Source: an optimization exercise on an open RTL-to-GDS flow (aim: small area and a short achievable clock period). Production flows keep margins and buffers that such runs may drop.
The series may have gaps, and a smaller design here may also do less where the tests do not look.
No run shown here included a check of the RTL's function; only the layout flow was run.

==> flow/design.v, too long to show whole: its modules and the start of the top module <==
// module sin_cos: 3627 lines
module sin_cos (
  input clock, input [15:0] angle, output [15:0] cos, output [15:0] sin);
  // ...
==> flow/run.sh <==
#!/bin/bash
# synth_recipe.tcl (not shown) runs the flow's synth.tcl, then flattens the netlist and writes it again
# the make line also repeats each setting of config.mk as NAME=value (left out here)
make -C /OpenROAD-flow-scripts/flow DESIGN_CONFIG=/design/flow/config.mk WORK_HOME=/design/flow/orfs CLKGATE_MAP_FILE= SYNTH_SCRIPT=/design/flow/synth_recipe.tcl finish
==> flow/config.mk <==
export PLATFORM = sky130hd
export DESIGN_NAME = sin_cos
export DESIGN_NICKNAME = sin_cos
export VERILOG_FILES = /design/flow/design.v
export SDC_FILE = /design/flow/constraint.sdc
export NUM_CORES = 4
export LEC_CHECK = 0
export ABC_CLOCK_PERIOD_IN_PS = 2700
export CAP_MARGIN = 20
export CORE_MARGIN = 2
export CORE_UTILIZATION = 40
export SETUP_SLACK_MARGIN = 3.75
export SLEW_MARGIN = 20
==> flow/constraint.sdc <==
create_clock -name core_clock -period 6.5 [get_ports {clock}]
set_input_delay 1.3000 -clock core_clock [delete_from_list [all_inputs] [get_ports {clock}]]
set_output_delay 1.3000 -clock core_clock [all_outputs]
set_load 0.01 [all_outputs]
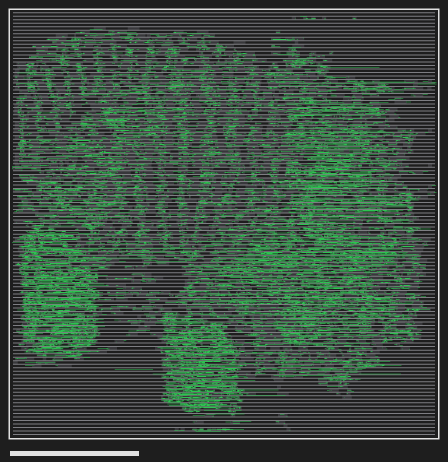
Figure 1: run 1, the metal 1 layer.
The bar under the picture is 100 µm long. Supply wires on this layer in gray. Cells faint in the background.
4,720 nets have wire on it. The longest straight run is 53.4 µm. The layer carries 41.6 mm of wire.
Post-Route WL: 107,000 µm
routed vias: 31.1k
met1 usage: 22.1%

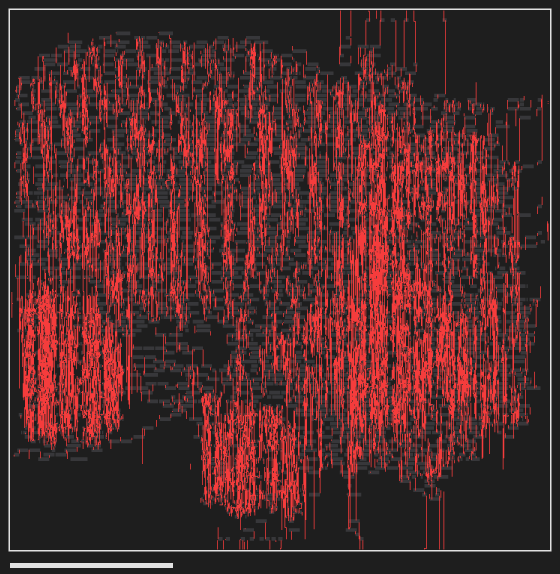
Figure 2: run 1, metal 2.
The bar under the picture is 100 µm long. Cells faint in the background.
The wires run mostly vertical. The layer holds 50% of the routed length. The layer carries 53.8 mm of wire. The longest straight run is 84.7 µm.
met2 usage: 33.6%

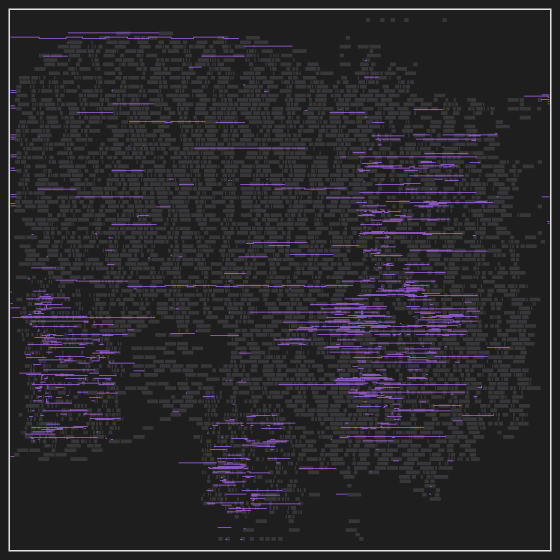
Figure 3: run 1, metal 3.
Cells faint in the background.
The layer holds 6.4% of the routed length. The wires run mostly horizontal.
global-route met3 utilization: 2.98%

==> summary.txt, run 1 <==
met1 WL = 41,600 µm
Synth top area share = 37.1%
Die Wd = 331 µm
synth top area cells = dfxtp_1 (37%), fa_1 (13%), xnor2_1 (8.1%)
final antenna-violating net count = 0
initial antenna violation count = 1
cell count along the critical path = 12
vias in the first global route = 31.3k
# DRC = 0
sequential fraction of the synthesis area = 37.1%
Post-synth top flop = dfxtp_1
Clock Tree Buf Depth = 3
port buffer count = 48
wire per inst = 17.9 µm
Final Hold Fails = 0
fraction of area in multi-input gates = 50.2%
first-pass GRT wire length = 166,000 µm
Placeable Area = 107,000 µm²
total track usage = 18.7%
Antenna diodes = 0
H-Tree Depth = 3
dpl cells = 5,618
Mean Syn Cell Area = 9.73 µm²
Synth Register Bits = 794
Detailed Place HPWL = 69,100 µm
Critical Path End Type = register
Non-clk invs = 441
slowest stage delay, CP = 0.60 ns
setup violators final = 0
Non-Clock Buffer Count = 288
root buffer cell = clkbuf_16
simple-gate share of the synthesized area = 9.46%
Final clock-cell share = 6.00%
met2 WL post-DR = 53,800 µm
fin cells = 5,979
largest net degree at the start of global routing = 85
CTS resizes = 288
most numerous cell in the Yosys netlist = dfxtp_1
fraction of area in registers = 31.5%
CTS buffer count = 86
sequential cell area = 16,100 µm²
largest family of logic cells by synthesized area = adder cells
Die Ht = 331 µm
Mapped Cells = 4,401
filler cell count = 9,859
CTS clk-pin slew, worst paths = 0.06 ns
CTS tree = built
tap cells = 1,403
Rel. slew slack = 33.8%
status = timing/DRC/antenna clean
die area = 110,000 µm²
Worst Tran Pin Value = 0.992 ns
most frequent cells in the layout = dfxtp_1 (708), inv_1 (399), xnor2_1 (385)
Setup WS post-layout = 3.34 ns
top cell category = multi-input gates
met3 wire len = 6850 µm
1st-iter DRT viols = 2,436
Core Util, Final = 47.9%
delay-heaviest family, CP = compound AO/OA/AOI/OAI gates
Ports = 49
area post-placement = 44,600 µm²
Post-synth EDFFs = 0
startpoint types = register
# nets final = 5,049
Via density = 5.21
buffer share of cell area = 5.57%
Net Count, Synth = 4,943
==> run 1 -> run 2 <==
--- a/flow/config.mk
+++ b/flow/config.mk
@@ -9,5 +9,8 @@
 export CAP_MARGIN = 20
 export CORE_MARGIN = 2
 export CORE_UTILIZATION = 40
+export CTS_BUF_LIST = sky130_fd_sc_hd__clkbuf_8
+export CTS_CLUSTER_DIAMETER = 45
+export CTS_CLUSTER_SIZE = 20
 export SETUP_SLACK_MARGIN = 3.75
 export SLEW_MARGIN = 20
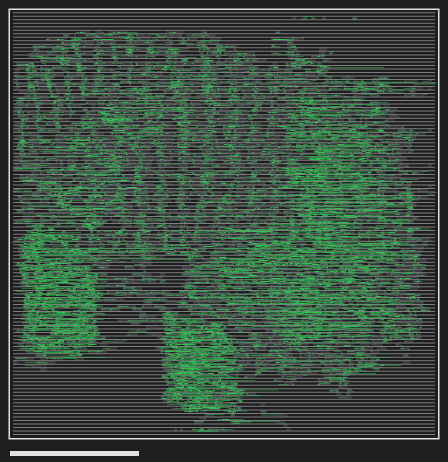
Figure 4: run 2, the metal 1 layer.
The bar under the picture is 100 µm long. Supply wires on this layer in gray. Cells faint in the background.
4,711 nets have wire on it. The wires run mostly horizontal. The longest straight run is 57.0 µm. The layer holds 39% of the routed length. The layer carries 41.3 mm of wire.

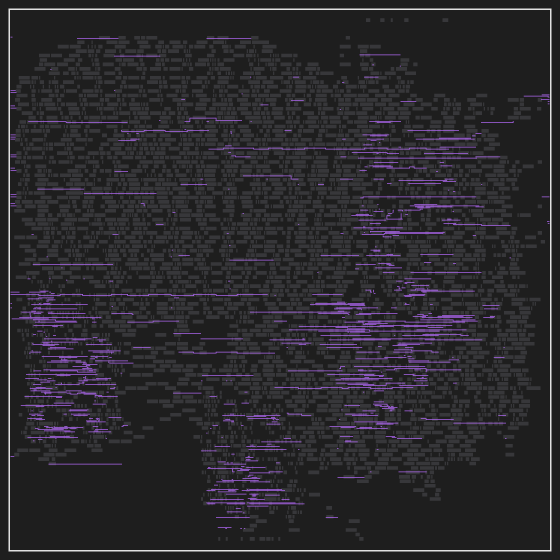
Figure 5: run 2, metal 3.
Cells faint in the background.
The layer carries 6,710 µm of wire. The longest straight run is 72.7 µm. The wires run mostly horizontal. 311 nets have wire on it.

==> summary.txt, run 2 <==
wire per inst = 17.6 µm
delay-heaviest family, CP = compound AO/OA/AOI/OAI gates
status = timing/DRC/antenna clean
cell count along the critical path = 12
met1 usage = 21.9%
Detailed Place HPWL = 69,100 µm
filler cell count = 10.0k
CTS clk-pin slew, worst paths = 0.09 ns
met2 usage = 33.1%
sequential fraction of the synthesis area = 37.1%
most frequent cells in the layout = dfxtp_1 (709), inv_1 (407), xnor2_1 (382)
Die Ht = 331 µm
Antenna diodes = 2
slowest stage delay, CP = 0.59 ns
port buffer count = 48
die area = 110,000 µm²
total track usage = 18.6%
Post-synth top flop = dfxtp_1
most numerous cell in the Yosys netlist = dfxtp_1
area leader, netlist = dfxtp_1
Mapped Area = 42,800 µm²
Post-synth EDFFs = 0
Rel. slew slack = 37.5%
Non-clk invs = 441
fraction of area in multi-input gates = 50.9%
Core Util, Final = 47.3%
met3 wire len = 6710 µm
vias in the first global route = 31.3k
buffer share of cell area = 5.50%
dpl cells = 5,618
fin cells = 6,013
simple-gate share of the synthesized area = 9.46%
Synth top area share = 37.1%
H-Tree Depth = 3
final antenna-violating net count = 0
global-route met3 utilization = 3.16%
Post-Route WL = 106,000 µm
Die Wd = 331 µm
# nets final = 5,064
initial antenna violation count = 3
synth top area cells = dfxtp_1 (37%), fa_1 (13%), xnor2_1 (8.1%)
top cell category = multi-input gates
adder-cell share of the synthesized area = 20.2%
area post-placement = 44,600 µm²
startpoint types = register
met1 WL = 41,300 µm
Final Hold Fails = 0
Worst EP arrival = 3.81 ns
root buffer cell = clkbuf_8
CTS resizes = 322
fraction of area in registers = 32.0%
CTS tree = built
routed vias = 31.3k
1st-iter DRT viols = 2,371
Synth Warn # = 1
met2 WL post-DR = 53,400 µm
Critical Path End Type = register
Mean Syn Cell Area = 9.73 µm²
FFs & Latches = 794
Placeable Area = 107,000 µm²
Clock Tree Buf Depth = 3
Slew Limit Fails = 0
Final clock-cell share = 4.79%
Net Count, Synth = 4,943
CTS buffer count = 101
Setup WS post-layout = 3.37 ns
Worst Tran Pin Value = 0.936 ns
Post-CTS Setup Repair Bufs = 123
# DRC = 0
Via density = 5.20
Ports = 49
tap cells = 1,403
largest net degree at the start of global routing = 85
Synth Register Bits = 794
largest family of logic cells by synthesized area = adder cells
==> run 2 -> run 3 <==
==> flow/config.mk (replaced) <==
export PLATFORM = sky130hd
export DESIGN_NAME = sin_cos
export DESIGN_NICKNAME = sin_cos
export VERILOG_FILES = /design/flow/design.v
export SDC_FILE = /design/flow/constraint.sdc
export NUM_CORES = 4
export LEC_CHECK = 0
export ABC_AREA = 1
export CAP_MARGIN = 20
export CORE_MARGIN = 2
export CORE_UTILIZATION = 40
export SETUP_SLACK_MARGIN = 3.8
export SLEW_MARGIN = 20
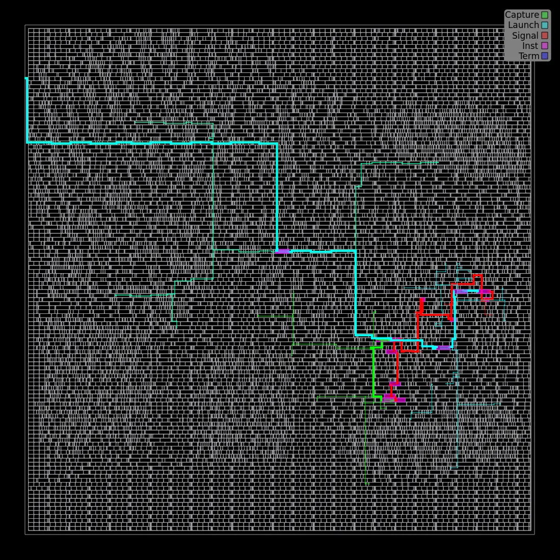
Figure 6: run 3, the worst timing path.
fin cells: 7,665
setup TNS: 0 ns
Core Util, Final: 46.0%
Setup WS post-layout: 3.76 ns

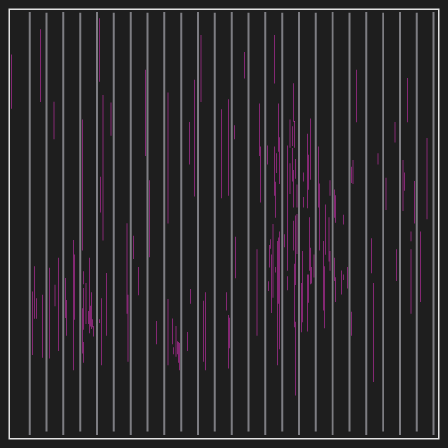
Figure 7: run 3, signal wires on met4.
Supply wires on this layer in gray.
The layer holds 4.3% of the routed length. The longest straight run is 117 µm. The wires run mostly vertical. 108 nets have wire on it. The layer carries 5,310 µm of wire.

==> summary.txt, run 3 <==
status = timing/DRC/antenna clean
most numerous cell in the Yosys netlist = nand2_1
sequential cell area = 16,000 µm²
most frequent cells in the layout = nand2_1 (1,554), inv_1 (960), dfxtp_1 (752)
Synth Register Bits = 794
fraction of area in registers = 30.0%
Synth top area share = 34.2%
filler cell count = 11.4k
Rel. slew slack = 44.1%
Synth Warn # = 1
die area = 119,000 µm²
delay-heaviest family, CP = adder cells
Mapped Cells = 5,969
# nets final = 6,614
met2 usage = 36.8%
CTS tree = built
largest net degree at the start of global routing = 58
root buffer cell = clkbuf_16
Mapped Area = 46,500 µm²
# DRC = 0
tap cells = 1,524
slowest stage delay, CP = 0.47 ns
total track usage = 20.7%
simple-gate share of the synthesized area = 20.5%
port buffer count = 48
Detailed Place HPWL = 90,000 µm
Die Wd = 345 µm
met3 wire len = 8600 µm
met1 usage = 24.5%
H-Tree Depth = 3
Die Ht = 345 µm
largest family of logic cells by synthesized area = simple AND/OR/NAND/NOR gates
Post-synth top flop = dfxtp_1
Antenna diodes = 0
--- run 4: outline of the changes from run 3 ---
flow/design.v: 3628 -> 1522 lines; modules unchanged: 0
  sin_cos: edited, 3627 -> 1521 lines
--- a/flow/config.mk
+++ b/flow/config.mk
@@ -6,5 +6,4 @@
 export NUM_CORES = 4
 export LEC_CHECK = 0
-export ABC_AREA = 1
 export CAP_MARGIN = 20
 export CORE_MARGIN = 2
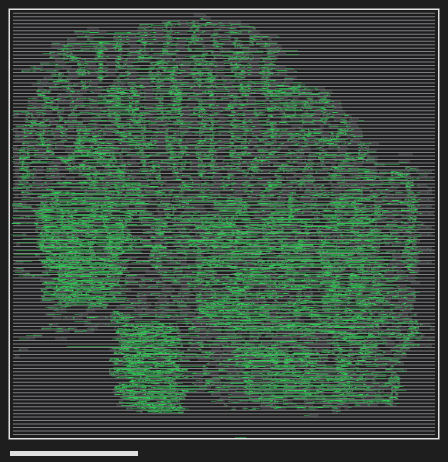
Figure 8: run 4, the metal 1 layer.
The bar under the picture is 100 µm long. Supply wires on this layer in gray. Cells faint in the background.
The layer holds 43% of the routed length. The layer carries 45.6 mm of wire. 4,757 nets have wire on it. The longest straight run is 58.9 µm. The wires run mostly horizontal.

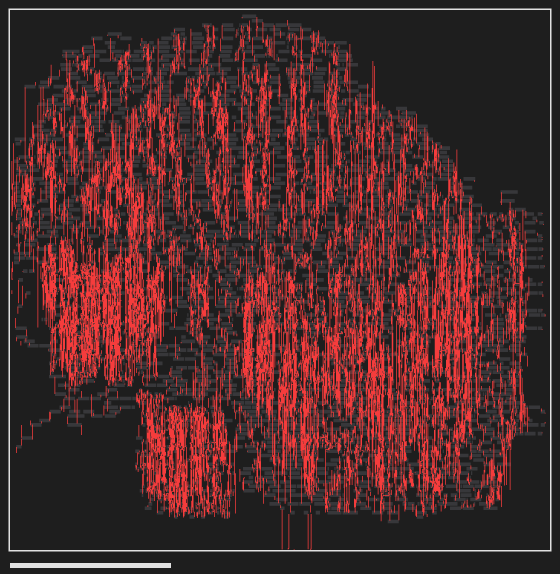
Figure 9: run 4, metal 2.
The bar under the picture is 100 µm long. Cells faint in the background.
routed vias: 32.1k
Post-Route WL: 106,000 µm

==> summary.txt, run 4 <==
fin cells = 6,047
Mapped Area = 43,700 µm²
Die Wd = 334 µm
Detailed Place HPWL = 72,300 µm
root buffer cell = clkbuf_16
met1 usage = 24.2%
mux share of post-synthesis cell area = 1.19%
Worst EP arrival = 3.57 ns
port buffer count = 48
Worst Tran Pin Value = 1.00 ns
status = timing/DRC/antenna clean
Synth Warn # = 1
Post-synth EDFFs = 0
total track usage = 18.8%
met2 WL post-DR = 50,300 µm
Slew Limit Fails = 0
final antenna-violating net count = 0
largest family of logic cells by synthesized area = adder cells
most frequent cells in the layout = dfxtp_1 (723), xnor2_1 (445), nand2_1 (348)
Placeable Area = 109,000 µm²
startpoint types = register
area leader, netlist = dfxtp_1
met1 WL = 45,600 µm
Via density = 5.30
area post-placement = 45,300 µm²
CTS clk-pin slew, worst paths = 0.07 ns
setup TNS = 0 ns
Clock Tree Buf Depth = 3
Layout clock buffers = 112
Die Ht = 334 µm
tap cells = 1,414
cell count along the critical path = 10
FFs & Latches = 794
initial antenna violation count = 3
vias in the first global route = 32.0k
global-route met3 utilization = 2.97%
CTS resizes = 182
CTS buffer count = 87
fraction of area in multi-input gates = 52.2%
met2 usage = 31.5%
Non-clk invs = 365
Synth Register Bits = 794
1st-iter DRT viols = 2,391
Antenna diodes = 0
sequential cell area = 16,000 µm²
top cell category = multi-input gates
die area = 112,000 µm²
GR peak layer = met2
sequential fraction of the synthesis area = 36.4%
Post-CTS Setup Repair Bufs = 17
synth top area cells = dfxtp_1 (36%), fa_1 (11%), xnor2_1 (8.9%)
Post-synth top flop = dfxtp_1
buffer share of cell area = 2.85%
Mean Syn Cell Area = 9.48 µm²
# nets final = 5,069
Ports = 49
final instance area = 49,700 µm²
Setup WS post-layout = 3.47 ns
simple-gate share of the synthesized area = 11.1%
fraction of area in registers = 32.3%
Synth Area in XOR/XNOR = 12.5%
Synth top area share = 36.4%
Core Util, Final = 45.8%
Final Hold Fails = 0
H-Tree Depth = 3
setup violators final = 0
slowest stage delay, CP = 0.57 ns
filler cell count = 10.2k
Final clock-cell share = 6.31%
adder-cell share of the synthesized area = 18.2%
Rel. slew slack = 33.2%
met3 wire len = 6960 µm
Non-Clock Buffer Count = 132
# DRC = 0
Critical Path End Type = register
Mapped Cells = 4,606
first-pass GRT wire length = 171,000 µm

[re-timing with driven ports]
The flow's constraints put no driver on any port. The routed layouts listed below were extracted and timed again, unchanged, in two steps. Step 1 sets driving cells, clkbuf_16 on the clock port and buf_2 on the other inputs (assumed; they add their load-dependent delay and slew). Step 2, shift: input delay + t, output delay - t, t = (earliest + latest rising clock arrival at the registers) / 2. This alone moves slack from input paths to output paths. Three values: ideal ports, drivers, drivers and shift; two values: the first two.
| run | shift t [ns] | setup WS [ns] | worst setup path at the end | latest minus earliest clock arrival (ns) | worst register clock-pin slew, ns |
|---|---|---|---|---|---|
| run 1 | 0.720 | 3.336 / 3.336 / 3.336 | register to register | 0.050 / 0.050 | 0.07 / 0.07 |
| run 2 | 0.831 | 3.366 / 3.366 / 3.186 | input to register | 0.066 / 0.066 | 0.10 / 0.10 |
| run 3 | 0.739 | 3.761 / 3.761 / 3.608 | input to register | 0.070 / 0.070 | 0.08 / 0.08 |
| run 4 | 0.726 | 3.466 / 3.466 / 3.361 | input to register | 0.054 / 0.055 | 0.07 / 0.07 |
After both steps every run listed still meets setup and hold. For run 2, which loses most, drivers alone change the setup slack by 0.000 ns; drivers and shift together by -0.180 ns.
